Source: an optimization exercise on an open RTL-to-GDS flow (aim: small area and a short achievable clock period). Production flows keep margins and buffers that such runs may drop.
RTL that was checked went through simulation tests only; none was proved equivalent to the original.
Some runs may be left out. An edit can pass the tests and still lose a function that they never use.
For run 3, only the layout was checked, not whether the RTL still works.
No activity file was given, so power comes from the tool's default toggle rates.

--- design/flow/run.sh ---
#!/bin/bash
# synth_recipe.tcl (not shown) runs the flow's synth.tcl, then flattens the netlist and writes it again
# the make line also repeats each setting of config.mk as NAME=value (left out here)
make -C /OpenROAD-flow-scripts/flow DESIGN_CONFIG=/design/flow/config.mk WORK_HOME=/design/flow/orfs CLKGATE_MAP_FILE= SYNTH_SCRIPT=/design/flow/synth_recipe.tcl finish
--- design/flow/design.v ---
module res_sel (
    input  a, sa, b, sb, c,
    output y
);
assign y = (a & sa) | (b & sb) | c;
endmodule
module sb_sel (
    input  ra, rb, rc, u, i,
    output y
);
assign y = ((ra | rb | rc) & u) | i;
endmodule
module rd_comb (
    input  [10:0] n,
    output        y
);
assign y = ~&n;
endmodule
module pf_and (                  
    input  a, b,
    output g
);
assign g = a & b;
endmodule
module pf_g (                    
    input  gh, ph, gl,
    output g
);
assign g = gh | (ph & gl);
endmodule
module pf_p (                    
    input  ph, pl,
    output p
);
assign p = ph & pl;
endmodule
module pf_x (                    
    input  p, c,
    output s
);
assign s = p ^ c;
endmodule
module sk_addsub32 (
    input  [31:0] a, b,
    input         sub,
    output [31:0] s,
    output        co,
    output [31:0] x,             
    output [31:0] n              
);
wire [31:0] ax, p0, g0, h;
assign x = h;
assign n = g0;
wire [31:0] p [0:5];
wire [31:0] g [0:5];
genvar i, j;
generate
    for (j = 0; j < 32; j = j + 1) begin : gp
        pf_x   ua (.p(a[j]),  .c(sub),  .s(ax[j]));
        pf_and ug (.a(ax[j]), .b(b[j]), .g(g0[j]));
        pf_x   up (.p(ax[j]), .c(b[j]), .s(p0[j]));
        pf_x   uh (.p(a[j]),  .c(b[j]), .s(h[j]));
    end
endgenerate
assign g[0] = g0;
assign p[0] = p0;
generate
    for (i = 0; i < 5; i = i + 1) begin : lvl
        for (j = 0; j < 32; j = j + 1) begin : bt
            if (j & (1 << i)) begin : op
                pf_g ug (.gh(g[i][j]), .ph(p[i][j]), .gl(g[i][((j >> i) << i) - 1]), .g(g[i+1][j]));
                if (((j >> i) << i) - 1 >= (1 << i)) begin : pp
                    pf_p up (.ph(p[i][j]), .pl(p[i][((j >> i) << i) - 1]), .p(p[i+1][j]));
                end else begin : np
                    assign p[i+1][j] = 1'b0;        
                end
            end else begin : pass
                assign g[i+1][j] = g[i][j];
                assign p[i+1][j] = p[i][j];
            end
        end
    end
endgenerate
assign s[0] = h[0];
generate
    for (j = 1; j < 32; j = j + 1) begin : sm
        pf_x u (.p(h[j]), .c(g[5][j-1]), .s(s[j]));
    end
endgenerate
assign co = g[5][31];
endmodule
module bk_add32 (
    input  [31:0] a, b,
    output [31:0] s
);
wire [31:0] p0, g0;
wire [31:0] gu [0:5];            
wire [31:0] pu [0:5];
wire [31:0] gd [0:4];            
genvar i, j;
generate
    for (j = 0; j < 32; j = j + 1) begin : gp
        pf_and ug (.a(a[j]), .b(b[j]), .g(g0[j]));
        pf_x   up (.p(a[j]), .c(b[j]), .s(p0[j]));
    end
endgenerate
assign gu[0] = g0;
assign pu[0] = p0;
generate
    for (i = 1; i <= 5; i = i + 1) begin : up
        for (j = 0; j < 32; j = j + 1) begin : bt
            if ((j % (1 << i)) == (1 << i) - 1) begin : op
                pf_g ug (.gh(gu[i-1][j]), .ph(pu[i-1][j]), .gl(gu[i-1][j - (1 << (i-1))]), .g(gu[i][j]));
                if (j >= (1 << i)) begin : pp
                    pf_p up (.ph(pu[i-1][j]), .pl(pu[i-1][j - (1 << (i-1))]), .p(pu[i][j]));
                end else begin : np
                    assign pu[i][j] = 1'b0;
                end
            end else begin : pass
                assign gu[i][j] = gu[i-1][j];
                assign pu[i][j] = pu[i-1][j];
            end
        end
    end
endgenerate
generate
    for (i = 4; i >= 0; i = i - 1) begin : dn
        for (j = 0; j < 32; j = j + 1) begin : bt
            if (i == 4) begin : top
                assign gd[i][j] = gu[5][j];
            end else if (j >= (1 << (i+1)) && (j % (1 << (i+1))) == (1 << i) - 1) begin : op
                pf_g ug (.gh(gu[i][j]), .ph(pu[i][j]), .gl(gd[i+1][j - (1 << i)]), .g(gd[i][j]));
            end else begin : pass
                assign gd[i][j] = gd[i+1][j];
            end
        end
    end
endgenerate
assign s[0] = p0[0];
generate
    for (j = 1; j < 32; j = j + 1) begin : sm
        pf_x u (.p(p0[j]), .c(gd[0][j-1]), .s(s[j]));
    end
endgenerate
endmodule
module rf_hold (
    input  we, we_n, d, q,
    output y
);
assign y = (we & d) | (we_n & q);
endmodule
module rf_aoi3 (
    input  a0, s0, a1, s1, a2, s2,
    output y
);
assign y = ~((a0 & s0) | (a1 & s1) | (a2 & s2));
endmodule
module riscv_cpu (
    input         clk, reset,
    output [31:0] PC,
    input  [31:0] Instr,
    output        MemWrite,
    output [31:0] Mem_WrAddr, Mem_WrData,
    input  [31:0] ReadData,
    output [31:0] Result
);
wire b2 = Instr[2], b3 = Instr[3], b4 = Instr[4], b5 = Instr[5], b6 = Instr[6];
wire [2:0] f3 = Instr[14:12];
wire [4:0] rs1 = Instr[19:15];
wire [4:0] rs2 = Instr[24:20];
wire [4:0] rd  = Instr[11:7];
wire op_load   = ~b5 & ~b4;
wire op_store  = ~b6 &  b5 & ~b4;
wire op_branch =  b6 & ~b2;
wire op_jump   =  b6 &  b2;             
wire op_jal    =  b3;
wire op_alu    =  b4 & ~b2;             
wire op_r      =  b5 &  b4 & ~b2;        
wire op_lui    =  b5 &  b4 &  b2;
wire op_auipc  = ~b5 &  b4 &  b2;
wire reg_write = ~(b5 & ~b4 & ~b2);     
wire [31:0] imm_i = {{20{Instr[31]}}, Instr[31:20]};
wire [31:0] imm_s = {{20{Instr[31]}}, Instr[31:25], Instr[11:7]};
wire [31:0] imm_b = {{20{Instr[31]}}, Instr[7], Instr[30:25], Instr[11:8], 1'b0};
wire [31:0] imm_j = {{12{Instr[31]}}, Instr[19:12], Instr[20], Instr[30:21], 1'b0};
wire [31:0] imm_u = {Instr[31:12], 12'b0};
wire [31:0] wsel, sel1, sel2;
genvar gi, gb;
generate
    for (gi = 0; gi < 32; gi = gi + 1) begin : g_dec
        assign wsel[gi] = reg_write & ~reset & (rd == gi);
        assign sel1[gi] = (rs1 == gi);
        assign sel2[gi] = (rs2 == gi);
    end
endgenerate
wire [31:0] regs [1:31];
generate
    for (gi = 1; gi < 32; gi = gi + 1) begin : g_rf
        reg  [31:0] q;
        wire [31:0] d;
        wire        we   = wsel[gi];
        wire        we_n = ~wsel[gi];
        for (gb = 0; gb < 32; gb = gb + 1) begin : g_b
            rf_hold h (.we(we), .we_n(we_n), .d(Result[gb]), .q(q[gb]), .y(d[gb]));
        end
        always @(posedge clk) q <= d;
        assign regs[gi] = q;
    end
endgenerate
wire [10:0] n1 [0:31];
wire [10:0] n2 [0:31];
wire [31:0] rd1, rd2;
wire [31:0] ra1, rb1, rc1, ra2, rb2, rc2;      
generate
    for (gb = 0; gb < 32; gb = gb + 1) begin : g_rb
        for (gi = 0; gi < 10; gi = gi + 1) begin : g_grp
            rf_aoi3 p1 (.a0(regs[3*gi+1][gb]), .s0(sel1[3*gi+1]),
                        .a1(regs[3*gi+2][gb]), .s1(sel1[3*gi+2]),
                        .a2(regs[3*gi+3][gb]), .s2(sel1[3*gi+3]), .y(n1[gb][gi]));
            rf_aoi3 p2 (.a0(regs[3*gi+1][gb]), .s0(sel2[3*gi+1]),
                        .a1(regs[3*gi+2][gb]), .s1(sel2[3*gi+2]),
                        .a2(regs[3*gi+3][gb]), .s2(sel2[3*gi+3]), .y(n2[gb][gi]));
        end
        assign n1[gb][10] = ~(regs[31][gb] & sel1[31]);
        assign n2[gb][10] = ~(regs[31][gb] & sel2[31]);
        assign ra2[gb] = ~&n2[gb][3:0];
        assign rb2[gb] = ~&n2[gb][7:4];
        assign rc2[gb] = ~&n2[gb][10:8];
        rd_comb c1 (.n(n1[gb]), .y(rd1[gb]));
        assign rd2[gb] = ra2[gb] | rb2[gb] | rc2[gb];
    end
endgenerate
genvar gs;
reg  [31:0] pc_q;
wire [31:0] pc_plus4;
wire [31:0] pc_target;
wire sub = op_branch | (op_alu & ((op_r & Instr[30] & (f3 == 3'b000)) | (f3[2:1] == 2'b01)));
wire [31:0] imm_ls = op_store ? imm_s : imm_i;
wire        use_rs2 = op_r | op_branch;
wire [31:0] srcb;
wire [31:0] imm_m  = imm_ls & {32{~use_rs2}};
generate
    for (gs = 0; gs < 32; gs = gs + 1) begin : g_sb
        sb_sel usb (.ra(ra2[gs]), .rb(rb2[gs]), .rc(rc2[gs]), .u(use_rs2), .i(imm_m[gs]), .y(srcb[gs]));
    end
endgenerate
wire [31:0] sum;
wire        co;
wire [31:0] ab_x, ab_n;                    
sk_addsub32 add_main (.a(rd1), .b(srcb), .sub(sub), .s(sum), .co(co), .x(ab_x), .n(ab_n));
wire        ltu    = co;
wire        lts    = ab_x[31] ? rd1[31] : sum[31];
wire        eq     = ~|sum;
wire        sleft  = ~f3[2];
wire [4:0]  shamt  = op_r ? rd2[4:0] : Instr[24:20];
wire [31:0] shl    = rd1 << shamt;
wire signed [32:0] shx = {Instr[30] & rd1[31], rd1};
wire [32:0] shr    = shx >>> shamt;
wire [31:0] shout  = sleft ? shl : shr[31:0];
wire [31:0] other = op_load  ? ReadData :
                    op_jump  ? pc_plus4 :
                    op_lui   ? imm_u    :
                    op_auipc ? pc_target : 32'b0;
wire s_add = (op_alu & (f3 == 3'b000)) ;
wire s_sh  = op_alu & (f3[1:0] == 2'b01);
wire s_xor = op_alu & (f3 == 3'b100);
wire s_or  = op_alu & (f3 == 3'b110);
wire s_and = op_alu & (f3 == 3'b111);
wire s_slt = op_alu & (f3 == 3'b010);
wire s_sltu= op_alu & (f3 == 3'b011);
wire [31:0] logic_out = (ab_x & {32{s_xor | s_or}}) |
                        (ab_n & {32{s_and | s_or}});
wire        k_sum31   = s_slt & ~ab_x[31];
wire        k_co      = s_sltu;
wire        slt_early = s_slt & ab_x[31] & rd1[31];
wire [31:0] rest      = logic_out | other;
genvar gr;
generate
    for (gr = 1; gr < 32; gr = gr + 1) begin : g_res
        res_sel rs (.a(sum[gr]), .sa(s_add), .b(shout[gr]), .sb(s_sh), .c(rest[gr]), .y(Result[gr]));
    end
endgenerate
wire        slt_bit = (sum[31] & k_sum31) | (co & k_co) | slt_early;
res_sel rs0 (.a(sum[0]), .sa(s_add), .b(shout[0]), .sb(s_sh), .c(rest[0] | slt_bit), .y(Result[0]));
assign pc_plus4 = pc_q + 32'd4;
wire [31:0] pc_offset = op_lui | op_auipc ? imm_u : (op_jal ? imm_j : imm_b);
bk_add32 add_pc (.a(pc_q), .b(pc_offset), .s(pc_target));
reg taken;
always @(*) begin
    case (f3)
        3'b000:  taken = eq;
        3'b001:  taken = ~eq;
        3'b100:  taken = lts;
        3'b101:  taken = ~lts;
        3'b110:  taken = ltu;
        default: taken = ~ltu;
    endcase
end
wire [31:0] pc_next = (op_jump & ~op_jal) ? sum :
                      (op_jal | (op_branch & taken)) ? pc_target : pc_plus4;
always @(posedge clk or posedge reset)
    if (reset) pc_q <= 32'b0;
    else       pc_q <= pc_next;
assign PC         = pc_q;
assign MemWrite   = op_store;
assign Mem_WrAddr = sum;
assign Mem_WrData = rd2;
endmodule
--- design/flow/constraint.sdc ---
create_clock -name core_clock -period 12.0 [get_ports {clk}]
set_input_delay 2.4000 -clock core_clock [delete_from_list [all_inputs] [get_ports {clk}]]
set_output_delay 2.4000 -clock core_clock [all_outputs]
set_load 0.01 [all_outputs]
--- design/flow/config.mk ---
export PLATFORM = sky130hd
export DESIGN_NAME = riscv_cpu
export DESIGN_NICKNAME = riscv_cpu
export VERILOG_FILES = /design/flow/design.v
export SDC_FILE = /design/flow/constraint.sdc
export NUM_CORES = 4
export LEC_CHECK = 0
export CAP_MARGIN = 20
export CORE_MARGIN = 2
export CORE_UTILIZATION = 55
export CTS_CLUSTER_DIAMETER = 80
export CTS_CLUSTER_SIZE = 20
export SETUP_SLACK_MARGIN = 3.5
export SLEW_MARGIN = 20
export SYNTH_HIERARCHICAL = 1
export SYNTH_MINIMUM_KEEP_SIZE = 0
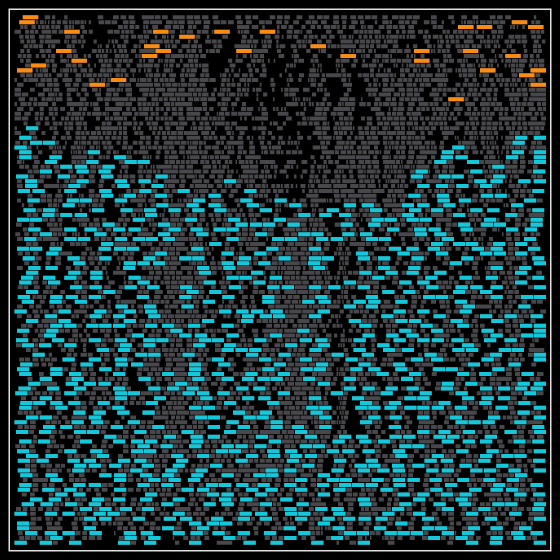
*Where the registers sit, run 1*
- pc_q: orange (sequential cells 32; where a band across the top)
- g_rf.q: cyan (sequential cells 992)

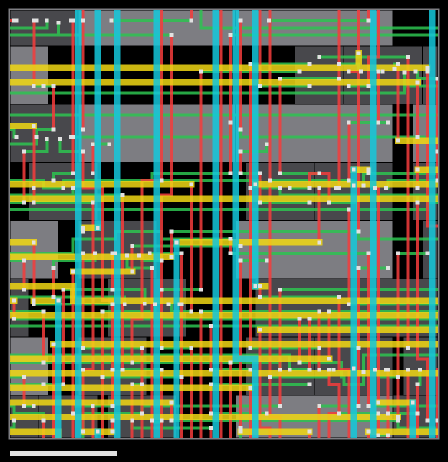
*Close-up of the layout, run 1*
The bar under the picture is 5 µm long. Region (219, 66) to (239, 86) µm. Cells in gray, sequential cells in the stronger gray; small squares are vias.
- M3: yellow
- M4: cyan
- M1: green
- M2: red
- most frequent: a222oi_1 (7), a22o_1 (6), dfxtp_1 (6)
- netlist names of flops here include: g_rf.q (6)
- cells with their middle in the window: 22
- sequential cells in the window: 6

==> key figures, run 1 <==
Timing
  – Hold Slack: 0.5039 ns
  – Worst Max-Slew Pin Slew: 1.236 ns
  – Final Skew: 0.03363 ns
  – Final setup viols: 0
  – Final period util: 0.8586
  – RSZ-0062 raised after global routing: true
  – Hold Vio Cnt, Final: 0
  – Max Slew Vio Count: 0
  – Sum Neg Setup Slack: 0 ns
  – Max Freq: 97.05 MHz
  – Crit path time final: 10.30 ns
  – Slew margin rel.: 0.1763

Setup path
  – Reg2reg setup slack: 5.42 ns
  – Worst Setup Path Type: in2out
  – Setup crit start kind: input port
  – Critical Path AT: 7.90 ns
  – CP endpoint: Result[0]
  – Worst r2r dst: pc_q[17]
  – CP required: 9.60 ns
  – CP Capture Type: output pin
  – R2R depth: 29
  – Reg2Reg Launch Point: g_rf[16].q[2]
  – Crit path from: Instr[16]
  – CP Max Fanout: 16

Yosys
  – Ys Warns: 9
  – Synth Instances: 4830
  – Mux share of post-synthesis cell area: 0.03766
  – Sequential area share after synthesis: 0.4154
  – Register bit total from synthesis: 1024
  – Post-synthesis compound-gate area fraction: 0.3886
  – Post-synth EDFFs: 0
  – Post-synthesis xor/xnor area fraction: 0.03821
  – Synth area leaders: dfxtp_1, a22o_1, a222oi_1, mux2i_1, xor2_1
  – Area leader, netlist: dfxtp_1
  – Largest family of logic cells by synthesized area: compound AO/OA/AOI/OAI gates
  – Post-Syn Area: 49740 µm²
  – Fraction of the mapped netlist area in adder cells: 0.0002516
  – Yosys top cell area share: 0.3993
  – Post-synth top flop: dfxtp_1
  – Syn Area/Cell: 10.30 µm²
  – Unique cell type count in the Yosys netlist: 74
  – Simple-gate share of the synthesized area: 0.1015
  – FFs w/ async S/R, synth: 0.03125

Outcome
  – Outcome: no timing/DRC/antenna violations

Floorplanning
  – Core area: 89870 µm²
  – Die W: 304.7 µm
  – Top Ports: 195
  – Initial Utilization: 0.5534
  – Chip Height: 304.7 µm
  – Die area: 92850 µm²
  – Site Rows: 110

Global route
  – Grt ovf: 0
  – Largest net degree at the start of global routing: 41
  – GRT Resource Usage Total: 0.5512
  – Vias in the first global route: 51840
  – Initial antenna violation count: 9
  – First-pass GRT wire length: 377400 µm

Final layout
  – Area growth, synth to finish: 29.25%
  – Layout cells sized above 1: 0.2262
  – Final Cell Area: 64280 µm²
  – Nets: 5807

CTS
  – TritonCTS Buffers: 61
  – CTS tree: built
  – CTS H-tree lvls: 2
  – Clock latency on the worst-skew pair: 0.75 ns
  – Max clock buf depth: 3
  – CTS Sinks: 1024
  – Worst-path clk slew: 0.08 ns
  – Clock Tree Root: clkbuf_16

Drt
  – Vias per cell: 8.393
  – Routed Antenna Nets: 0
  – First DRT Iteration DRCs: 14620
  – Routed len/inst: 40.25 µm
  – Vias: 58200
  – DR DRC count: 0
  – Detailed-router iteration count before antenna repair: 14
  – Post-Route WL: 279100 µm

Flow run
  – Max cap viols: 0

Place
  – Port Buf Inserts: 192
  – Routability Congestion: 1.055
  – DP Area: 55460 µm²
  – Final HPWL DP: 168100 µm

Hold path
  – HP Class: reg2reg

Power and ir drop
  – Peak supply drop: 0.1372 mV
  – Cell Pwr Density: 178.7 nW/µm²
  – Leak Pwr: 27.04 nW
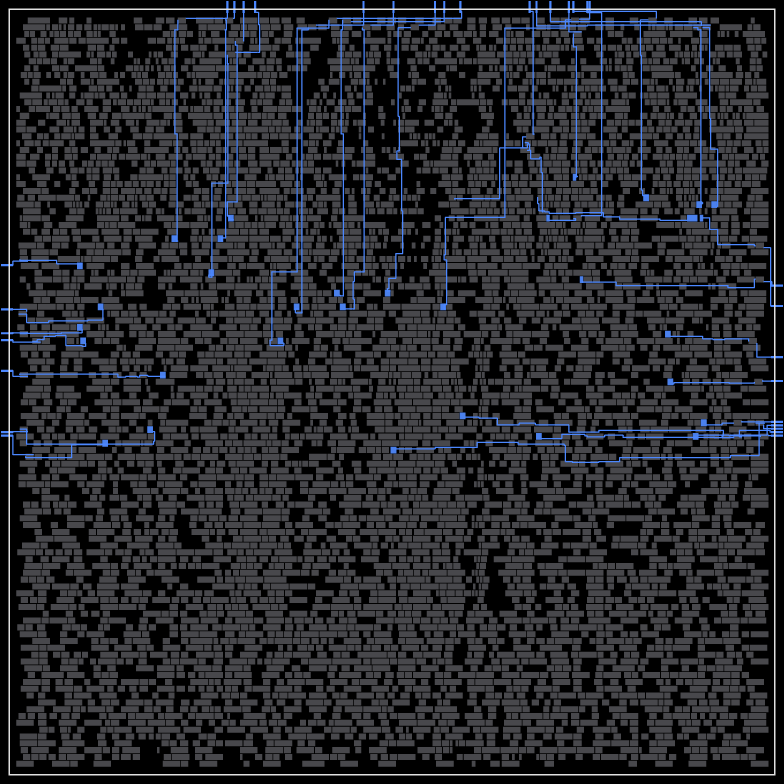
*Wires at chosen ports, followed through buffers, run 1*
- Mem_WrData: blue (bits 32; direction output; end cells 32; buffers 34; wire 3230 µm)

## run 1: cells in the mapped netlist, types with 45 or more instances
cell	instances
a22o_1	995
o21ai_0	87
a21o_1	156
xor2_1	200
nor4_1	45
nor2_1	209
clkbuf_1	75
mux2i_1	177
nand2_1	235
a211oi_1	59
and2_1	157
inv_1	53
a222oi_1	662
or3_1	60
dfxtp_1	992
nand4_1	139
nand3_1	83
## run 1: placed cells by master, fill, tap and decap left out, types with 23 or more instances in the layout
master	count
buf_4	544
nor2_1	121
nor2_2	41
clkbuf_16	71
xor2_2	23
o21ai_0	63
inv_1	43
and2_1	143
nor2_4	100
buf_12	75
dfrtp_1	32
or3_4	23
or3_1	37
a211oi_1	56
clkdlybuf4s50_1	115
nand2_1	227
mux2i_2	26
nand4_1	139
nand3_1	79
a21o_1	143
nor3_1	23
buf_6	143
a222oi_1	662
a221o_2	28
dfxtp_1	992
a22o_1	995
mux2i_1	136
a21oi_1	27
xor2_1	166
## run 1: per-module statistics from Yosys (local to each module, per instance), excerpt
module	cell area, µm²	cells
sb_sel	13.76	3
rd_comb	23.77	4
sk_addsub32	127.6	17
pf_p	6.256	1
rf_hold	8.758	1
riscv_cpu	29500	2469
pf_x	8.758	1
bk_add32	7.507	1
## run 1: final cells by class
type,count,area (µm²)
fill,6745,25590
inverter,53,210.2
timing repair buffer,933,9194
antenna,7,17.52
clock buffer,64,1559
sequential,1024,20660
tap,1176,1471
clock inverter,10,155.1
timing repair inverter,1,5.005
multi-input combinational,3666,31010
## run 1: per-stage QoR
step	worst slack, ns	std cells	util	power (mW)
2_1_floorplan	2.975	4831	-	6.818
3_3_place_gp	0.6831	6337	0.6170	8.279
3_5_place_dp	0.6665	6337	0.6171	8.346
4_1_cts	2.314	6761	0.6886	10.84
5_1_grt	1.846	6927	0.7150	11.75
6_report	1.696	6934	0.7152	11.49
## run 1: routing by layer
| layer | up-vias | routed length [µm] | track usage |
|---|---|---|---|
| li1 | 22630 | - | - |
| met1 | 27830 | 95250 | 0.7077 |
| met2 | 6199 | 102600 | 0.7261 |
| met3 | 1525 | 53270 | 0.2475 |
| met4 | 12 | 27600 | 0.3883 |
| met5 | - | 307 | 0.005685 |
## run 1: worst min path at each step
| stage | slack (ns) | start | end | cells after the start |
|---|---|---|---|---|
| finish | 0.50 | g_rf[29].q[4] | g_rf[29].q[4] | 1 |
| global route | 0.51 | g_rf[31].q[2] | g_rf[31].q[2] | 1 |
| CTS | 0.50 | g_rf[31].q[2] | g_rf[31].q[2] | 1 |
| detailed placement | 0.48 | g_rf[31].q[15] | g_rf[31].q[15] | 1 |
| global placement | 0.47 | g_rf[22].q[4] | g_rf[22].q[4] | 1 |
| floorplan | 0.45 | g_rf[31].q[0] | g_rf[31].q[0] | 1 |
## run 1: power by group
part	internal, mW	switching [mW]
sequential	4.15	0.689
combinational	1.95	2.48
clock	0.944	1.27
total	7.05	4.44
## run 1: sequential cells by signal, indices dropped and copies added, names as in the netlist
register and flops:
pc_q 32, g_rf.q 992
## run 1: cell families (layout without fill, tap and decap cells)
kind of cell             after synthesis  in the layout
AO/OA/AOI/OAI                       2202           2205
adder cells (fa/ha/maj)                1              1
multiplexers                         186            186
AND/OR/NAND/NOR                     1002           1055
XOR/XNOR                             217            217
flip-flops                          1024           1024
buffers and inverters                197           1061
other                                  1              9
## run 1: critical path, stage by stage
cell and delay [ns]:
clkbuf_16 0.15, nand3b_1 0.12, buf_4 0.13, buf_6 0.14, buf_12 0.13, nor2_4 0.16
a222oi_1 0.97, nand4_1 0.45, or3_4 0.54, xor2_2 0.17, xor2_1 0.19, and2_1 0.19
and2_4 0.18, and2_1 0.15, and2_1 0.17, a21o_1 0.21, xor2_2 0.15, mux2_4 0.35
o2111ai_2 0.18, o211ai_1 0.14, a221o_2 0.47, buf_6 0.17
## run 1: timing repair
| action | CTS | global route |
|---|---|---|
| gates resized for setup | 563 | 279 |
| hold buffers | 0 | 0 |
| setup buffers | 294 | 142 |
| setup endpoints to repair | 111 | 94 |
| gates cloned | 56 | 21 |
| pin swaps | 281 | 136 |
### Wiring heat map, run 1

30 x 30 tiles, from black (low) to pale yellow (high), scaled to the fullest tile. Values are wire area over tile area, all layers added.
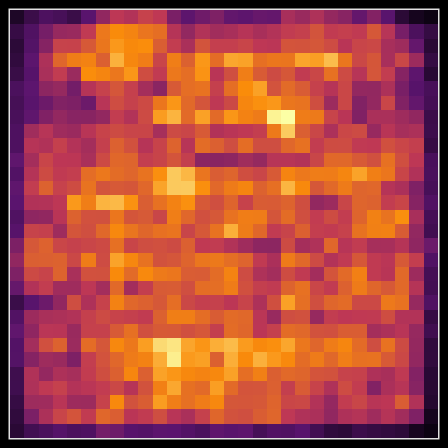

--- run 2 (diff from run 1) ---
--- a/design/flow/design.v
+++ b/design/flow/design.v
@@ -6,2 +6,8 @@
 endmodule
+module res_sel0 (
+    input  a, sa, b, sb, l1, s1, l2, s2, c,
+    output y
+);
+assign y = (a & sa) | (b & sb) | (l1 & s1) | (l2 & s2) | c;
+endmodule
 module sb_sel (
@@ -91,3 +97,3 @@
 endmodule
-module bk_add32 (
+module sk_add32 (
     input  [31:0] a, b,
@@ -95,6 +101,6 @@
 );
-wire [31:0] p0, g0;
-wire [31:0] gu [0:5];            
-wire [31:0] pu [0:5];
-wire [31:0] gd [0:4];            
+wire co;
+wire [31:0] p0, g0, h;
+wire [31:0] p [0:5];
+wire [31:0] g [0:5];
 genvar i, j;
@@ -104,32 +110,20 @@
         pf_x   up (.p(a[j]), .c(b[j]), .s(p0[j]));
+        assign h[j] = p0[j];
     end
 endgenerate
-assign gu[0] = g0;
-assign pu[0] = p0;
+assign g[0] = g0;
+assign p[0] = p0;
 generate
-    for (i = 1; i <= 5; i = i + 1) begin : up
+    for (i = 0; i < 5; i = i + 1) begin : lvl
         for (j = 0; j < 32; j = j + 1) begin : bt
-            if ((j % (1 << i)) == (1 << i) - 1) begin : op
-                pf_g ug (.gh(gu[i-1][j]), .ph(pu[i-1][j]), .gl(gu[i-1][j - (1 << (i-1))]), .g(gu[i][j]));
-                if (j >= (1 << i)) begin : pp
-                    pf_p up (.ph(pu[i-1][j]), .pl(pu[i-1][j - (1 << (i-1))]), .p(pu[i][j]));
+            if (j & (1 << i)) begin : op
+                pf_g ug (.gh(g[i][j]), .ph(p[i][j]), .gl(g[i][((j >> i) << i) - 1]), .g(g[i+1][j]));
+                if (((j >> i) << i) - 1 >= (1 << i)) begin : pp
+                    pf_p up (.ph(p[i][j]), .pl(p[i][((j >> i) << i) - 1]), .p(p[i+1][j]));
                 end else begin : np
-                    assign pu[i][j] = 1'b0;
+                    assign p[i+1][j] = 1'b0;        
                 end
             end else begin : pass
-                assign gu[i][j] = gu[i-1][j];
-                assign pu[i][j] = pu[i-1][j];
-            end
-        end
-    end
-endgenerate
-generate
-    for (i = 4; i >= 0; i = i - 1) begin : dn
-        for (j = 0; j < 32; j = j + 1) begin : bt
-            if (i == 4) begin : top
-                assign gd[i][j] = gu[5][j];
-            end else if (j >= (1 << (i+1)) && (j % (1 << (i+1))) == (1 << i) - 1) begin : op
-                pf_g ug (.gh(gu[i][j]), .ph(pu[i][j]), .gl(gd[i+1][j - (1 << i)]), .g(gd[i][j]));
-            end else begin : pass
-                assign gd[i][j] = gd[i+1][j];
+                assign g[i+1][j] = g[i][j];
+                assign p[i+1][j] = p[i][j];
             end
@@ -138,8 +132,9 @@
 endgenerate
-assign s[0] = p0[0];
+assign s[0] = h[0];
 generate
     for (j = 1; j < 32; j = j + 1) begin : sm
-        pf_x u (.p(p0[j]), .c(gd[0][j-1]), .s(s[j]));
+        pf_x u (.p(h[j]), .c(g[5][j-1]), .s(s[j]));
     end
 endgenerate
+assign co = g[5][31];
 endmodule
@@ -255,6 +250,16 @@
 wire [4:0]  shamt  = op_r ? rd2[4:0] : Instr[24:20];
-wire [31:0] shl    = rd1 << shamt;
-wire signed [32:0] shx = {Instr[30] & rd1[31], rd1};
+wire [31:0] shin;
+generate
+    for (gs = 0; gs < 32; gs = gs + 1) begin : g_rev
+        assign shin[gs] = sleft ? rd1[31-gs] : rd1[gs];
+    end
+endgenerate
+wire signed [32:0] shx = {Instr[30] & ~sleft & rd1[31], shin};
 wire [32:0] shr    = shx >>> shamt;
-wire [31:0] shout  = sleft ? shl : shr[31:0];
+wire [31:0] shout;
+generate
+    for (gs = 0; gs < 32; gs = gs + 1) begin : g_rev2
+        assign shout[gs] = sleft ? shr[31-gs] : shr[gs];
+    end
+endgenerate
 wire [31:0] other = op_load  ? ReadData :
@@ -282,7 +287,7 @@
 endgenerate
-wire        slt_bit = (sum[31] & k_sum31) | (co & k_co) | slt_early;
-res_sel rs0 (.a(sum[0]), .sa(s_add), .b(shout[0]), .sb(s_sh), .c(rest[0] | slt_bit), .y(Result[0]));
+res_sel0 rs0 (.a(sum[0]), .sa(s_add), .b(shout[0]), .sb(s_sh), .l1(sum[31]), .s1(k_sum31),
+              .l2(co), .s2(k_co), .c(rest[0] | slt_early), .y(Result[0]));
 assign pc_plus4 = pc_q + 32'd4;
 wire [31:0] pc_offset = op_lui | op_auipc ? imm_u : (op_jal ? imm_j : imm_b);
-bk_add32 add_pc (.a(pc_q), .b(pc_offset), .s(pc_target));
+sk_add32 add_pc (.a(pc_q), .b(pc_offset), .s(pc_target));
 reg taken;
--- a/design/flow/config.mk
+++ b/design/flow/config.mk
@@ -10,5 +10,3 @@
 export CORE_UTILIZATION = 55
-export CTS_CLUSTER_DIAMETER = 80
-export CTS_CLUSTER_SIZE = 20
-export SETUP_SLACK_MARGIN = 3.5
+export SETUP_SLACK_MARGIN = 3
 export SLEW_MARGIN = 20
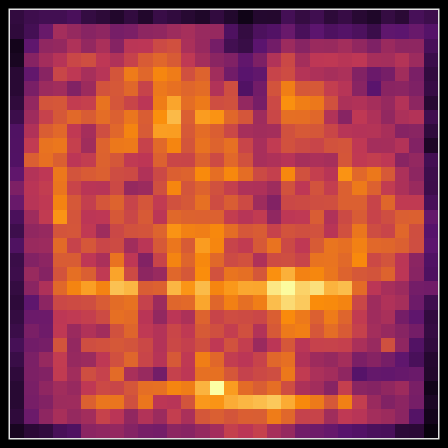
*Wiring heat map, run 2*
30 x 30 tiles, from black (low) to pale yellow (high), scaled to the fullest tile. Values are wire area over tile area, all layers added.
- tiles over half the peak: 53%
- mean over tiles: 0.60
- fullest tile: 1.2

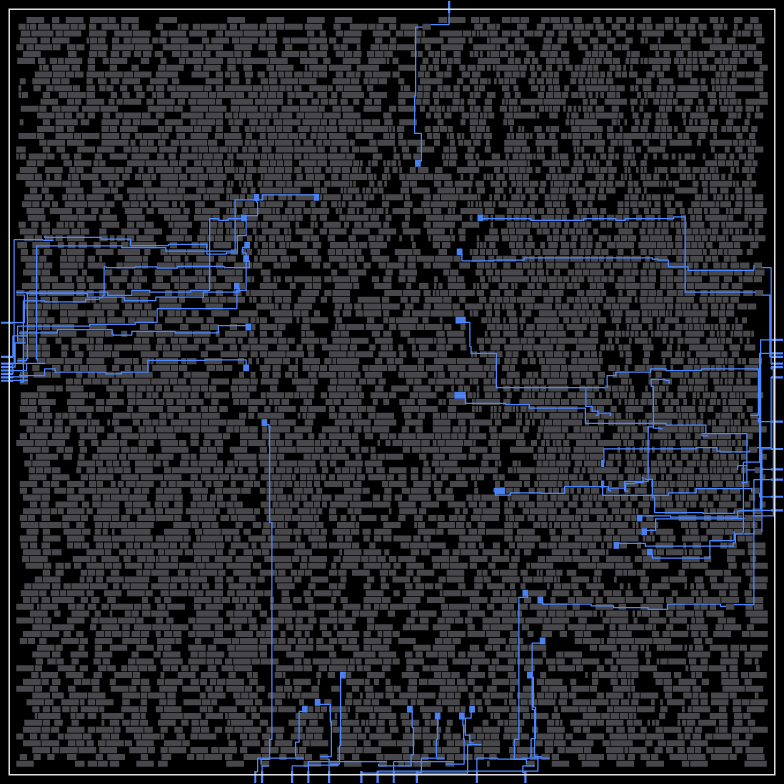
*Wires at chosen ports, followed through buffers, run 2*
- Mem_WrData: blue (bits 32; direction output; end cells 32; buffers 35; wire 3780 µm)

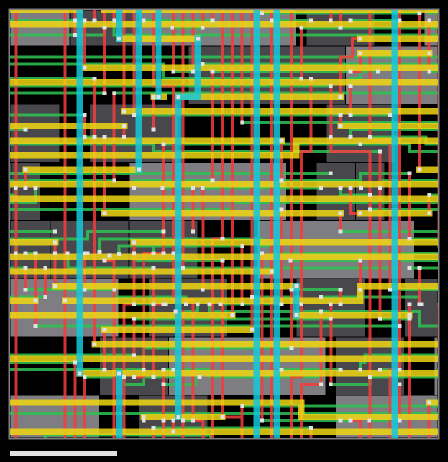
*Close-up of the layout, run 2*
The bar under the picture is 5 µm long. Region (218, 66) to (238, 86) µm. Cells in gray, sequential cells in the stronger gray; small squares are vias.
- M2: red
- M3: yellow
- M4: cyan
- M1: green
- most frequent: a22o_1 (9), dfxtp_1 (8), a222oi_1 (2)
- sequential cells in the window: 8
- cells with their middle in the window: 25
- netlist names of flops here include: g_rf.q (8)

==> run 2 against run 1 <==
Count of clock-buffer cells in the layout up 82. Design area up 0.97%. Global-route usage up 1.5 points. Clock power up 57%. Wire length up 0.23%.
==> key figures, run 2 <==
CTS
  – Worst-path clk slew: 0.06 ns (-0.02 ns)
  – CTS tree: built
  – CTS Sinks: 1024 (unchanged)
  – CTS H-tree lvls: 3 (+1)
  – Clock Tree Root: clkbuf_16
  – Clock latency on the worst-skew pair: 0.75 ns (about the same)
  – Hold-fix buffers, CTS: 0 (unchanged)
  – Max clock buf depth: 3 (unchanged)
  – TritonCTS Buffers: 105 (+72%)

Timing
  – Final Skew: 0.06790 ns (+0.03427 ns)
  – Worst Max-Slew Pin Slew: 1.259 ns (+0.02313 ns)
  – Max Freq: 99.69 MHz (+2.7%)
  – Max Slew Vio Count: 0 (unchanged)
  – Final setup viols: 0 (unchanged)
  – Crit path time final: 10.03 ns (-0.2725 ns)
  – Sum Neg Setup Slack: 0 ns (unchanged)
  – RSZ-0062 raised after global routing: true
  – Final period util: 0.8359 (-0.02270)
  – Hold Vio Cnt, Final: 0 (unchanged)
  – Slew margin rel.: 0.1609 (-0.01542)

Setup path
  – Reg2Reg Launch Point: g_rf[28].q[16]
  – Worst r2r dst: pc_q[19]
  – R2R depth: 24 (-17%)
  – CP required: 9.60 ns (about the same)
  – Setup crit start kind: input port
  – CP endpoint: Result[14]
  – Critical Path AT: 7.63 ns (-0.27 ns)
  – CP Max Fanout: 7 (-9)
  – Crit path from: Instr[16]
  – Worst Setup Path Type: in2out
  – Reg2reg setup slack: 5.21 ns (-0.21 ns)
  – CP Capture Type: output pin

Global route
  – First-pass GRT wire length: 384600 µm (+1.9%)
  – Vias in the first global route: 51750 (-0.18%)
  – Initial antenna violation count: 28 (+19)
  – Largest net degree at the start of global routing: 70 (+71%)
  – Grt ovf: 0 (unchanged)
  – GRT Resource Usage Total: 0.5663 (+0.01504)

Outcome
  – Outcome: no timing/DRC/antenna violations

Yosys
  – Ys Warns: 9 (unchanged)
  – Commonest cells post-synth: a22o_1, dfxtp_1, a222oi_1
  – Syn Area/Cell: 10.36 µm² (+0.60%)
  – Synth area leaders: dfxtp_1, a22o_1, a222oi_1, xor2_1, a21o_1
  – Unique cell type count in the Yosys netlist: 89 (+20%)
  – FFs w/ async S/R, synth: 0.03125 (unchanged)
  – Post-synth top flop: dfxtp_1
  – Register bit total from synthesis: 1024 (unchanged)
  – Post-Syn Area: 49670 µm² (-0.13%)
  – Sequential area share after synthesis: 0.4159 (+0.0005441)
  – Area leader, netlist: dfxtp_1
  – Synth Instances: 4795 (-0.72%)
  – Post-synth EDFFs: 0 (unchanged)
  – Yosys top cell area share: 0.3998 (+0.0005230)

Final layout
  – Biggest regs: g_rf.q x992, pc_q x32
  – Area growth, synth to finish: 30.67%
  – Largest register FFs: 992 (unchanged)
  – Largest reg by FF count: g_rf.q
  – Post-route insts no fill: 6964 (+0.43%)
  – Layout cells sized above 1: 0.2376 (+0.01139)
  – Fill count: 6571 (-2.6%)
  – Nets: 5757 (-0.86%)
  – Commonest cells after routing, fill and taps aside: a22o_1, dfxtp_1, a222oi_1, buf_4, nand2_1

Drt
  – Detailed-router iteration count before antenna repair: 20 (+6)
  – Vias per cell: 8.374 (-0.22%)
  – First DRT Iteration DRCs: 15450 (+5.7%)
  – Routed len/inst: 40.16 µm (-0.21%)
  – DR DRC count: 0 (unchanged)
  – Routed Antenna Nets: 0 (unchanged)
  – Post-Route WL: 279700 µm (+0.23%)
  – Vias: 58320 (+0.21%)

Floorplanning
  – Top Ports: 195 (unchanged)
  – Die W: 304.5 µm (about the same)
  – Site Rows: 110 (unchanged)
  – Initial Utilization: 0.5535 (about the same)
  – Core area: 89740 µm² (-0.15%)
  – Chip Height: 304.5 µm (about the same)
  – Die area: 92730 µm² (-0.13%)

Power and ir drop
  – Clock Power Share: 0.274 (+0.081)
  – Comb power frac: 0.342 (-0.044)
  – Cell Pwr Density: 195.9 nW/µm² (+9.6%)
  – Peak supply drop: 0.1504 mV (+9.6%)
  – Reg power frac: 0.383 (-0.038)
  – Switching power: 4.586 mW (+3.3%)
  – Sw Ratio: 0.3608 (-0.02582)
  – Internal power: 8.127 mW (+15%)
  – Leak Pwr: 27.52 nW (+1.8%)

Place
  – Final HPWL DP: 178600 µm (+6.3%)
  – Routability Congestion: 1.073 (+1.7%)
  – Port Buf Inserts: 192 (unchanged)
  – Cell count after placement: 6384 (+0.74%)

Flow run
  – Max cap viols: 0 (unchanged)

Hold path
  – HP Class: reg2reg
-- run 2: changes by cell type after synthesis, sizes merged, moves of 14 or more --
cell	change
a211oi	-23
nand2	-16
a211o	-15
mux4	+14
mux2i	-69
o21ai	+28
a21o	+17
and2	+21
-- run 2: final cells by class --
type	count	area, µm²	share of cell area
clock buffers	146	3037	0.04679
flip-flops and latches	1024	20660	0.3183
inverters	40	153.9	0.002371
multi-input cells	3612	30450	0.4691
clock inverters	41	586.8	0.009041
well taps	1176	1471	0.02267
repair buffers	907	8506	0.1310
diodes	18	45.04	0.0006940
-- run 2: through the flow --
step           instance area [µm²]  worst slack, ns  hold WS, ns    util  power [mW]
3_3_place_gp                 55620           0.7056       0.4716  0.6198       8.345
3_5_place_dp                 55620           0.7126       0.4764  0.6198       8.420
4_1_cts                      63520            2.532       0.4947  0.7078       12.22
6_report                     64910            1.969       0.4971  0.7233       12.71
5_1_grt                      64870            2.147       0.5007  0.7229       13.00
2_1_floorplan                50020            3.005       0.4548       -       6.842
-- run 2: layer usage --
layer / GRT usage / up-vias / part of all wire
met1: 0.6764 / 27760 / 0.33
met3: 0.3165 / 1751 / 0.19
met5: 0.05013 / - / 0.0030
met4: 0.4015 / 32 / 0.10
met2: 0.7540 / 6220 / 0.37
li1: - / 22550 / -
-- run 2: cell families (layout without fill, tap and decap cells) --
kind of cell,Yosys count,count (layout),synth area share
flops,1024,1024,0.4159
simple gates,1016,1026,0.1049
compound gates,2228,2233,0.3930
other cells,1,20,0.00007550
xor+xnor,219,219,0.03862
buf+inv,177,1134,0.01720
fa+ha+maj,1,1,0.0002519
mux,129,131,0.03003
-- run 2: how the worst min path moves through the flow --
stage | from | endpoint | slack, ns | cells after the start
finish | g_rf[31].q[5] | g_rf[31].q[5] | 0.50 | 1
global route | g_rf[31].q[1] | g_rf[31].q[1] | 0.50 | 1
CTS | g_rf[31].q[1] | g_rf[31].q[1] | 0.49 | 1
detailed placement | g_rf[22].q[19] | g_rf[22].q[19] | 0.48 | 1
global placement | g_rf[31].q[2] | g_rf[31].q[2] | 0.47 | 1
floorplan | g_rf[31].q[1] | g_rf[31].q[1] | 0.45 | 1
-- run 2: power groups by stage --
stage | clock (mW) | sequential (mW) | combinational, mW
detailed placement | 0 | 4.88 | 3.54
global route | 3.59 | 4.95 | 4.46
CTS | 3.45 | 4.83 | 3.94
finish | 3.49 | 4.87 | 4.35
global placement | 0 | 4.87 | 3.48
floorplan | 0 | 4.73 | 2.11
-- run 2: Yosys stat by module, one instance, submodules excluded, excerpt --
module	cell area, µm²	flip-flops and latches	copies in the design
sb_sel	13.76	0	32
sk_addsub32	127.6	0	1
rd_comb	23.77	0	32
pf_p	6.256	0	94
pf_x	8.758	0	189
res_sel0	18.77	0	1
rf_hold	8.758	0	992
pf_g	7.507	0	155
-- run 2: what timing repair did --
| item | CTS | global route |
|---|---|---|
| buffers inserted | 255 | 91 |
| setup endpoints to repair | 94 | 62 |
| pin swaps | 244 | 130 |
| gates resized for setup | 625 | 156 |
| gates cloned | 26 | 1 |
-- run 2: critical path, cell delays in order --
cell and delay [ns]:
buf_12 0.10, nand3b_1 0.15, buf_6 0.16, buf_6 0.11, nor2_4 0.06, buf_12 0.16
buf_4 0.14, a222oi_1 0.83, nand4_1 0.38, or3_4 0.52, mux2i_1 0.17, o21ai_1 0.09
a31oi_1 0.29, a2bb2oi_4 0.12, a222oi_1 0.46, nand2_1 0.18, buf_6 0.16, a32oi_2 0.19
o221ai_2 0.18, a221o_2 0.56, buf_6 0.18
### Where the registers sit, run 2

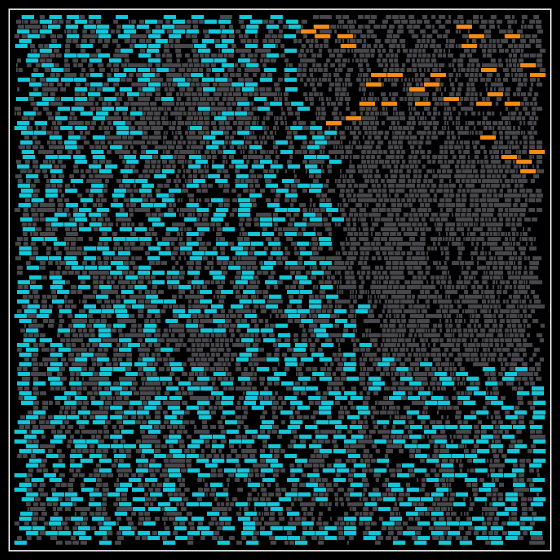

## Run 3: files that changed since run 2, shown whole
==> design/flow/design.v <==
module mux2 #(parameter WIDTH = 8) (
    input       [WIDTH-1:0] d0, d1,
    input       sel,
    output      [WIDTH-1:0] y
);
assign y = sel ? d1 : d0;
endmodule
module mux4 #(parameter WIDTH = 8) (
    input       [WIDTH-1:0] d0, d1, d2, d3,
    input       [1:0] sel,
    output      [WIDTH-1:0] y
);
assign y = sel[1] ? (sel[0] ? d3 : d2) : (sel[0] ? d1 : d0);
endmodule
module adder #(parameter WIDTH = 32) (
    input       [WIDTH-1:0] a, b,
    output      [WIDTH-1:0] sum
);
assign sum = a + b;
endmodule
module reset_ff #(parameter WIDTH = 8) (
    input       clk, rst,
    input       [WIDTH-1:0] d,
    output reg  [WIDTH-1:0] q
);
always @(posedge clk or posedge rst) begin
    if (rst) q <= 0;
    else     q <= d;
end
endmodule
module reg_file #(parameter DATA_WIDTH = 32) (
    input       clk,
    input       wr_en,
    input       [4:0] rd_addr1, rd_addr2, wr_addr,
    input       [DATA_WIDTH-1:0] wr_data,
    output      [DATA_WIDTH-1:0] rd_data1, rd_data2
);
reg [DATA_WIDTH-1:0] reg_file_arr [0:31];
always @(posedge clk) begin
    if (wr_en) reg_file_arr[wr_addr] <= wr_data;
end
assign rd_data1 = ( rd_addr1 != 0 ) ? reg_file_arr[rd_addr1] : 0;
assign rd_data2 = ( rd_addr2 != 0 ) ? reg_file_arr[rd_addr2] : 0;
endmodule
module imm_extend (
    input  [31:7]     instr,
    input  [ 1:0]     immsrc,
    output reg [31:0] immext
);
always @(*) begin
    case(immsrc)
        2'b00:   immext = {{20{instr[31]}}, instr[31:20]};
        2'b01:   immext = {{20{instr[31]}}, instr[31:25], instr[11:7]};
        2'b10:   immext = {{20{instr[31]}}, instr[7], instr[30:25], instr[11:8], 1'b0};
        2'b11:   immext = {{12{instr[31]}}, instr[19:12], instr[20], instr[30:21], 1'b0};
        default: immext = 32'bx;  
    endcase
end
endmodule
module alu #(parameter WIDTH = 32) (
    input       [WIDTH-1:0] a, b,        
    input       [3:0] alu_ctrl,          
    output reg  [WIDTH-1:0] alu_out,     
    output      zero                     
);
wire signed [WIDTH-1:0] signed_a = a;     
wire signed [WIDTH-1:0] signed_b = b;     
always @(a, b, alu_ctrl) begin
    case (alu_ctrl)
        4'b0000:  alu_out <= a + b;        
        4'b0001:  alu_out <= a + ~b + 1;        
        4'b0010:  alu_out <= a & b;        
        4'b0011:  alu_out <= a | b;        
        4'b0100:  alu_out <= a << b[4:0];  
        4'b0101:  alu_out <= (signed_a < signed_b) ? 1 : 0;   
        4'b0110:  alu_out <= (a < b) ? 1 : 0;   
        4'b0111:  alu_out <= a ^ b;        
        4'b1000:  alu_out <= a >> b[4:0];  
        4'b1001:  alu_out <= signed_a >>> b[4:0];  
        default:  alu_out <= 0;             
    endcase
end
assign zero = (alu_out == 0) ? 1'b1 : 1'b0;
endmodule
module datapath (
    input         clk, reset,
    input [1:0]   ResultSrc,
    input         PCSrc, ALUSrc,
    input         RegWrite,
    input [1:0]   ImmSrc,
    input [3:0]   ALUControl,
    input         Jalr,
    output        Zero, ALUR31,
    output [31:0] PC,
    input  [31:0] Instr,
    output [31:0] Mem_WrAddr, Mem_WrData,
    input  [31:0] ReadData,
    output [31:0] Result
);
wire [31:0] PCNext, PCJalr, PCPlus4, PCTarget,AuiPC,lAuiPC;
wire [31:0] ImmExt, SrcA, SrcB, WriteData, ALUResult;
mux2 #(32)     pcmux(PCPlus4, PCTarget, PCSrc, PCNext);
mux2 #(32)     jalrmux(PCNext, ALUResult, Jalr, PCJalr);
reset_ff #(32) pcreg(clk, reset, PCJalr, PC);
adder          pcadd4(PC, 32'd4, PCPlus4);
adder          pcaddbranch(PC, ImmExt, PCTarget);
reg_file       rf (clk, RegWrite, Instr[19:15], Instr[24:20], Instr[11:7], Result, SrcA, WriteData);
imm_extend     ext (Instr[31:7], ImmSrc, ImmExt);
mux2 #(32)     srcbmux(WriteData, ImmExt, ALUSrc, SrcB);
alu            alu (SrcA, SrcB, ALUControl, ALUResult, Zero);
adder #(32)    auipcadder ({Instr[31:12], 12'b0}, PC, AuiPC);
mux2 #(32)     lauipcmux (AuiPC, {Instr[31:12], 12'b0}, Instr[5], lAuiPC);
mux4 #(32)     resultmux(ALUResult, ReadData, PCPlus4, lAuiPC, ResultSrc, Result);
assign ALUR31 = ALUResult[31];
assign Mem_WrData = WriteData;
assign Mem_WrAddr = ALUResult;
endmodule
module alu_decoder (
    input            opb5,         
    input [2:0]      funct3,       
    input            funct7b5,     
    input [1:0]      ALUOp,        
    output reg [3:0] ALUControl    
);
always @(*) begin
    case (ALUOp)
        2'b00: ALUControl = 4'b0000;    
        2'b01:
            case (funct3[2:1])
                2'b10:   ALUControl = 4'b0101;  
                2'b11:   ALUControl = 4'b0110;  
                default: ALUControl = 4'b0001;  
            endcase
        default: 
            case (funct3) 
                3'b000: begin
                    if (funct7b5 & opb5) ALUControl = 4'b0001;  
                    else ALUControl = 4'b0000;  
                end
                3'b001:  ALUControl = 4'b0100;  
                3'b010:  ALUControl = 4'b0101;  
                3'b011:  ALUControl = 4'b0110;  
                3'b100:  ALUControl = 4'b0111;  
                3'b101: begin
                    if (funct7b5) ALUControl = 4'b1001;  
                    else ALUControl = 4'b1000;  
                end
                3'b110:  ALUControl = 4'b0011;  
                3'b111:  ALUControl = 4'b0010;  
                default: ALUControl = 4'b1111;  
            endcase
    endcase
end
endmodule
module main_decoder (
    input  [6:0] op,
    input  [2:0] funct3,
    input        Zero, ALUR31,
    output [1:0] ResultSrc,
    output       MemWrite, Branch, ALUSrc,
    output       RegWrite, Jump, Jalr,
    output [1:0] ImmSrc,
    output [1:0] ALUOp
);
reg [10:0] controls;
reg TakeBranch;
always @(*) begin
    TakeBranch = 0;
    casez (op)
        7'b0000011: controls = 11'b1_00_1_0_01_00_0_0;  
        7'b0100011: controls = 11'b0_01_1_1_00_00_0_0;  
        7'b0110011: controls = 11'b1_xx_0_0_00_10_0_0;  
        7'b1100011: begin  
           controls = 11'b0_10_0_0_00_01_0_0; 
           case (funct3)
              3'b000: TakeBranch =    Zero;  
              3'b001: TakeBranch =   !Zero;  
              3'b100: TakeBranch =   !Zero;  
              3'b101: TakeBranch =    Zero;  
              3'b110: TakeBranch =   !Zero;  
              3'b111: TakeBranch =    Zero;  
           endcase
        end
        7'b0010011: controls = 11'b1_00_1_0_00_10_0_0;  
        7'b1101111: controls = 11'b1_11_0_0_10_00_1_0;  
        7'b1100111: controls = 11'b1_00_1_0_10_00_0_1;  
        7'b0?10111: controls = 11'b1_xx_x_0_11_xx_0_0;   
        default:    controls = 11'bx_xx_x_x_xx_xx_x_x;  
    endcase
end
assign Branch = TakeBranch;
assign {RegWrite, ImmSrc, ALUSrc, MemWrite, ResultSrc, ALUOp, Jump, Jalr} = controls;
endmodule
module controller (
    input [6:0]  op,
    input [2:0]  funct3,
    input        funct7b5,
    input        Zero, ALUR31,
    output       [1:0] ResultSrc,
    output       MemWrite,
    output       PCSrc, ALUSrc,
    output       RegWrite, Jump, Jalr,
    output [1:0] ImmSrc,
    output [3:0] ALUControl
);
wire [1:0] ALUOp;
wire       Branch;
main_decoder    md (op, funct3, Zero, ALUR31, ResultSrc, MemWrite, Branch,
                    ALUSrc, RegWrite, Jump, Jalr, ImmSrc, ALUOp);
alu_decoder     ad (op[5], funct3, funct7b5, ALUOp, ALUControl);
assign PCSrc = Branch | Jump;
endmodule
module riscv_cpu (
    input         clk, reset,
    output [31:0] PC,
    input  [31:0] Instr,
    output        MemWrite,
    output [31:0] Mem_WrAddr, Mem_WrData,
    input  [31:0] ReadData,
    output [31:0] Result
);
wire        ALUSrc, RegWrite, Jump, Jalr, Zero, ALUR31;
wire [1:0]  ResultSrc, ImmSrc;
wire [3:0]  ALUControl;
controller  c   (Instr[6:0], Instr[14:12], Instr[30], Zero, ALUR31,
                ResultSrc, MemWrite, PCSrc, ALUSrc, RegWrite, Jump, Jalr,
                ImmSrc, ALUControl);
datapath    dp  (clk, reset, ResultSrc, PCSrc,
                ALUSrc, RegWrite, ImmSrc, ALUControl, Jalr,
                Zero, ALUR31, PC, Instr, Mem_WrAddr, Mem_WrData, ReadData, Result);
endmodule
==> design/flow/config.mk <==
export PLATFORM = sky130hd
export DESIGN_NAME = riscv_cpu
export DESIGN_NICKNAME = riscv_cpu
export VERILOG_FILES = /design/flow/design.v
export SDC_FILE = /design/flow/constraint.sdc
export NUM_CORES = 4
export LEC_CHECK = 0
export CAP_MARGIN = 20
export CORE_MARGIN = 2
export CORE_UTILIZATION = 40
export SETUP_SLACK_MARGIN = 0.2
export SLEW_MARGIN = 20
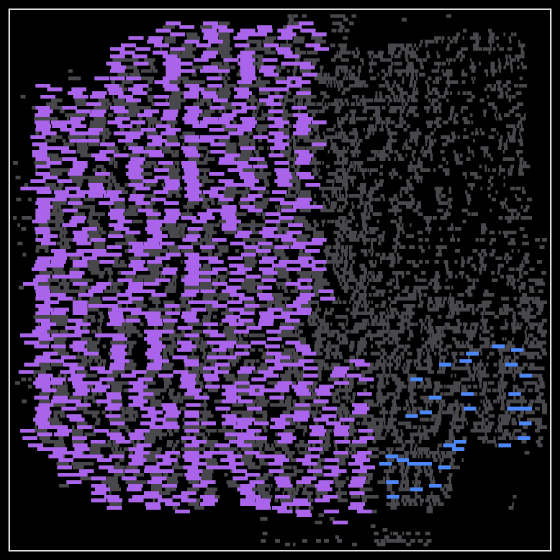
*Where the registers sit, run 3*
- dp.pcreg.q: blue (sequential cells 32; where south-east)
- dp.rf.reg_file_arr: purple (sequential cells 1024)

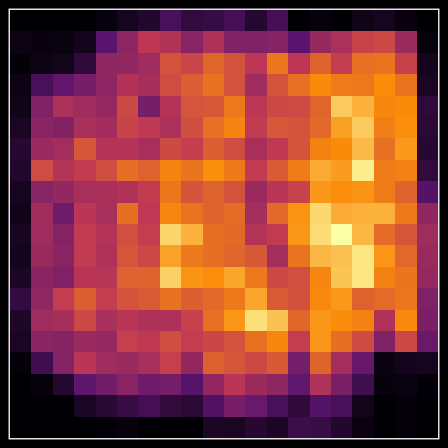
*Wiring heat map, run 3*
20 x 20 tiles, from black (low) to pale yellow (high), scaled to the fullest tile. Values are wire area over tile area, all layers added.
- tiles over half the peak: 47%
- densest ninth of the die: east
- nearly empty tiles: 8.0%
- fullest tile: 0.66
- mean over tiles: 0.29

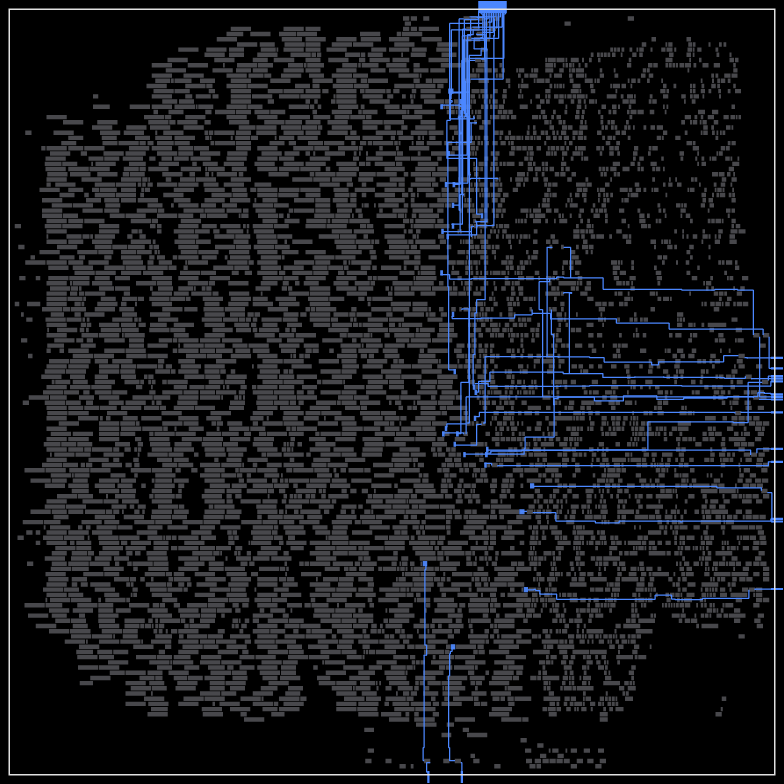
*Wires at chosen ports, followed through buffers, run 3*
- Mem_WrData: blue (bits 32; direction output; end cells 32; buffers 36; wire 5170 µm)

==> run 3 against run 2 <==
Still clean on timing, DRC and antenna. Combinational power shrank 27%. Hold slack improved by 0.19 ns. Setup slack lost 1.5 ns. Final cell count is 4.7% higher. Clock skew barely moved. Non-clock buffer count is 258 lower. Global-route usage down 23 points. Area after synthesis increased by 26%. Maximum frequency decreased by 13%. Count of clock-buffer cells in the layout down 15. Wire length fell by 3.1%. Largest cell class is now sequential cells. Largest power group unchanged. Highest routed layer unchanged.
==> key figures, run 3 <==
CTS
  – Worst-path clk slew: 0.07 ns (about the same)
  – CTS H-tree lvls: 3 (unchanged)
  – CTS Sinks: 1056 (+3.1%)
  – CTS tree: built
  – Clock latency on the worst-skew pair: 0.77 ns (+0.02 ns)
  – TritonCTS Buffers: 112 (+6.7%)
  – Max clock buf depth: 3 (unchanged)
  – Clock Tree Root: clkbuf_16

Final layout
  – Largest reg by FF count: dp.rf.reg_file_arr
  – Most common cell after layout, fill and taps aside: edfxtp_1
  – Largest register FFs: 1024 (+3.2%)
  – Multi-input gate area: 29950 µm² (-1.6%)
  – Fin util: 0.4731 (-0.2502)
  – Post-route insts no fill: 7292 (+4.7%)
  – Biggest regs: dp.rf.reg_file_arr x1024, dp.pcreg.q x32
  – Fill count: 13710 (+110%)
  – Nets: 5351 (-7.1%)
  – Register area: 31550 µm² (+53%)
  – Layout cells sized above 1: 0.2473 (+0.009666)
  – Commonest cells after routing, fill and taps aside: edfxtp_1, mux4_2, buf_4, mux2i_1, nor2_1
  – Final Cell Area: 73810 µm² (+14%)
  – Area growth, synth to finish: 17.56%

Yosys
  – Syn Area/Cell: 13.36 µm² (+29%)
  – Area leader, netlist: edfxtp_1
  – Sequential area share after synthesis: 0.5025 (+0.08655)
  – Unique cell type count in the Yosys netlist: 93 (+4.5%)
  – Post-synth EDFFs: 1024 (+1024)
  – Yosys top cell area share: 0.4897 (+0.08992)
  – Commonest cells post-synth: edfxtp_1, mux4_2, nor2_1
  – Top-count cell post-synth: edfxtp_1
  – Ys Warns: 7 (-2)
  – Post-synth top flop: edfxtp_1
  – Post-Syn Area: 62790 µm² (+26%)
  – Synth area leaders: edfxtp_1, mux4_2, mux2i_1, ha_1, a21oi_1
  – Synth Instances: 4698 (-2.0%)
  – FFs w/ async S/R, synth: 0.03030 (-0.0009470)
  – Register bit total from synthesis: 1056 (+3.1%)

Timing
  – Max Freq: 86.64 MHz (-13%)
  – Hold Slack: 0.6864 ns (+0.1893 ns)
  – Final period util: 0.9619 (+0.1259)
  – Slew margin rel.: 0.1615 (+0.0006850)
  – Sum Neg Setup Slack: 0 ns (unchanged)
  – Final setup viols: 0 (unchanged)
  – Hold Vio Cnt, Final: 0 (unchanged)
  – RSZ-0062 raised after global routing: false
  – Max Slew Vio Count: 0 (unchanged)
  – Crit path time final: 11.54 ns (+1.511 ns)
  – Slack of the critical path: 0.4577 ns (-1.511 ns)
  – Final Skew: 0.06786 ns (-0.00004210 ns)
  – Worst Max-Slew Pin Slew: 1.258 ns (-0.001027 ns)

Setup path
  – R2R depth: 30 (+25%)
  – Reg2reg setup slack: 4.05 ns (-1.16 ns)
  – Worst r2r dst: dp.pcreg.q[9]
  – CP required: 9.60 ns (about the same)
  – CP Capture Type: output pin
  – Reg2Reg Launch Point: dp.rf.reg_file_arr[19][0]
  – Setup crit start kind: input port
  – CP Max Fanout: 23 (+16)
  – Critical Path AT: 9.14 ns (+1.51 ns)
  – Worst Setup Path Type: in2out

Floorplanning
  – Die area: 160200 µm² (+73%)
  – Chip Height: 400.2 µm (+31%)
  – Core area: 156000 µm² (+74%)
  – Top Ports: 195 (unchanged)
  – Die W: 400.2 µm (+31%)
  – Site Rows: 145 (+32%)
  – Initial Utilization: 0.4024 (-0.1511)

Drt
  – Vias: 48860 (-16%)
  – Vias per cell: 6.700 (-20%)
  – Post-Route WL: 271000 µm (-3.1%)
  – Routed len/inst: 37.17 µm (-7.4%)
  – First DRT Iteration DRCs: 6635 (-57%)
  – Detailed-router iteration count before antenna repair: 6 (-70%)
  – DR DRC count: 0 (unchanged)
  – Routed Antenna Nets: 0 (unchanged)

Power and ir drop
  – Peak supply drop: 0.1401 mV (-6.9%)
  – Leak Pwr: 25.64 nW (-6.8%)
  – Switching power: 3.599 mW (-22%)
  – Sw Ratio: 0.3332 (-0.02754)
  – Clock Power Share: 0.304 (+0.030)
  – Comb power frac: 0.294 (-0.048)
  – Reg power frac: 0.402 (+0.019)
  – Power Total: 10.80 mW (-15%)
  – Cell Pwr Density: 146.3 nW/µm² (-25%)
  – Internal power: 7.202 mW (-11%)

Place
  – Final HPWL DP: 186500 µm (+4.4%)
  – DP Area: 70270 µm² (+26%)
  – Cell count after placement: 7076 (+11%)
  – Port Buf Inserts: 194 (+1.0%)
  – Setup slack at placement: 0.2844 ns (-0.4282 ns)
  – Routability Congestion: 1.039 (-3.1%)

Flow run
  – Max cap viols: 0 (unchanged)

Global route
  – Grt ovf: 0 (unchanged)
  – GRT Resource Usage Total: 0.3350 (-0.2313)
  – Initial antenna violation count: 10 (-64%)
  – First-pass GRT wire length: 373900 µm (-2.8%)
  – Largest net degree at the start of global routing: 88 (+26%)
  – Vias in the first global route: 47660 (-7.9%)

Outcome
  – Outcome: no timing/DRC/antenna violations

Hold path
  – WHS Endpoint: dp.pcreg.q[0]
  – Min-Delay Startpoint: dp.pcreg.q[0]
  – Hold path depth: 1 (unchanged)
  – HP Class: reg2reg
==> run 3: changes by cell type after synthesis, moves of 114 or more <==
| cell | change |
|---|---|
| a21o_1 | -131 |
| a21oi_1 | +193 |
| a222oi_1 | -660 |
| a22o_1 | -977 |
| and2_1 | -127 |
| dfxtp_1 | -992 |
| edfxtp_1 | +1024 |
| ha_1 | +147 |
| mux2i_1 | +176 |
| mux4_2 | +468 |
| nand4_1 | -114 |
| xor2_1 | -171 |
==> run 3: routing by layer <==
metal / track usage / routed length, µm / share of wire / up-vias
met4: 0.1928 / 18840 / 0.070 / 6
met3: 0.07399 / 30040 / 0.11 / 699
met2: 0.5154 / 121100 / 0.45 / 3182
met1: 0.4377 / 101100 / 0.37 / 25070
met5: 0 / 40 / 0.00015 / -
li1: - / - / - / 19910
==> run 3: power groups by stage <==
stage          logic [mW]  registers (mW)  clock network [mW]
2_1_floorplan        1.65            4.37                   0
3_3_place_gp         3.08            4.41                   0
3_5_place_dp         3.08            4.41                   0
4_1_cts              3.10            4.34                3.30
5_1_grt              3.33            4.35                3.44
6_report             3.18            4.34                3.28
==> run 3: cell families (layout without fill, tap and decap cells) <==
logic type      count (synthesis)  in the layout  share of synthesized area
simple gates                 1024           1024                    0.07750
buf+inv                       466            997                    0.03051
compound gates               1091           1091                     0.1181
other cells                     0              5                          0
xor+xnor                       82             82                    0.01144
flops                        1056           1056                     0.5025
mux                           827            827                     0.2292
fa+ha+maj                     152            152                    0.03077
==> run 3: worst max path at each step <==
stage	end	slack [ns]	cells past startpoint	start
6_report	Result[22]	0.46	27	Instr[20]
5_1_grt	Result[22]	0.20	29	Instr[4]
4_1_cts	Result[28]	0.27	25	Instr[15]
3_5_place_dp	Result[28]	0.28	25	Instr[15]
3_3_place_gp	Result[28]	0.21	25	Instr[15]
2_1_floorplan	Result[31]	0.21	24	Instr[20]
==> run 3: area by class of cell <==
cell class                 count  share of cell area
clock buffer                 131             0.03894
clock inverter                79            0.007730
antenna                        5           0.0001695
sequential                  1056              0.4274
timing repair buffer         649             0.07808
inverter                     138            0.007018
tap                         2058             0.03488
multi-input combinational   3176              0.4058
==> run 3: critical path, cell delays in order <==
cell and delay, ns:
buf_8 0.23, buf_12 0.27, buf_12 0.20, buf_12 0.21
mux4_2 0.53, mux4_2 0.49, mux2i_1 0.45, nor2_1 0.21
nand2_1 0.11, nand2_1 0.07, ha_1 0.34, buf_4 0.20
nor4_1 0.35, o311ai_0 0.21, buf_4 0.18, nand2_1 0.07
a21oi_1 0.07, o21ai_0 0.29, buf_4 0.19, nor4_1 0.05
buf_4 0.16, o21ai_0 0.07, buf_4 0.21, a21o_1 0.15
mux2i_1 0.10, o21ai_2 0.57, clkdlybuf4s50_1 0.66
==> run 3: what timing repair did <==
| action | 4_1_cts | 5_1_grt |
|---|---|---|
| hold buffers | 0 | 0 |
| setup endpoints to repair | 0 | 6 |
| setup buffers | 0 | 1 |
| resized for setup | 0 | 13 |

[static timing again, ports no longer ideal]
Ports are ideal in the flow. The routed layouts listed here were re-timed in OpenROAD.
Step 1 (the two cells are an assumption about what drives the block):
set clk [get_ports {clk}]
set_driving_cell -lib_cell sky130_fd_sc_hd__clkbuf_16 $clk
set_driving_cell -lib_cell sky130_fd_sc_hd__buf_2 [delete_from_list [all_inputs] $clk]
Step 2 moves the port delays by t, midway between the first and last clock arrival at a register: inputs arrive t later, outputs are due t later. That takes back most of the time a late clock gives input paths.
Slacks: ideal / step 1 / step 2; pairs: ideal / step 1.
| run | t, ns | setup slack, ns | clock arrival spread, ns | slew at the worst register clock pin (ns) |
|---|---|---|---|---|
| run 1 | 0.814 | 1.696 / 1.515 / 1.515 | 0.033 / 0.034 | 0.09 / 0.09 |
| run 2 | 0.788 | 1.969 / 1.857 / 1.857 | 0.068 / 0.068 | 0.07 / 0.07 |
| run 3 | 0.820 | 0.458 / 0.397 / 0.397 | 0.067 / 0.068 | 0.07 / 0.07 |
After both steps every run listed still meets setup and hold. For run 1, which loses most, drivers alone change the setup slack by -0.181 ns; drivers and shift together by -0.181 ns.
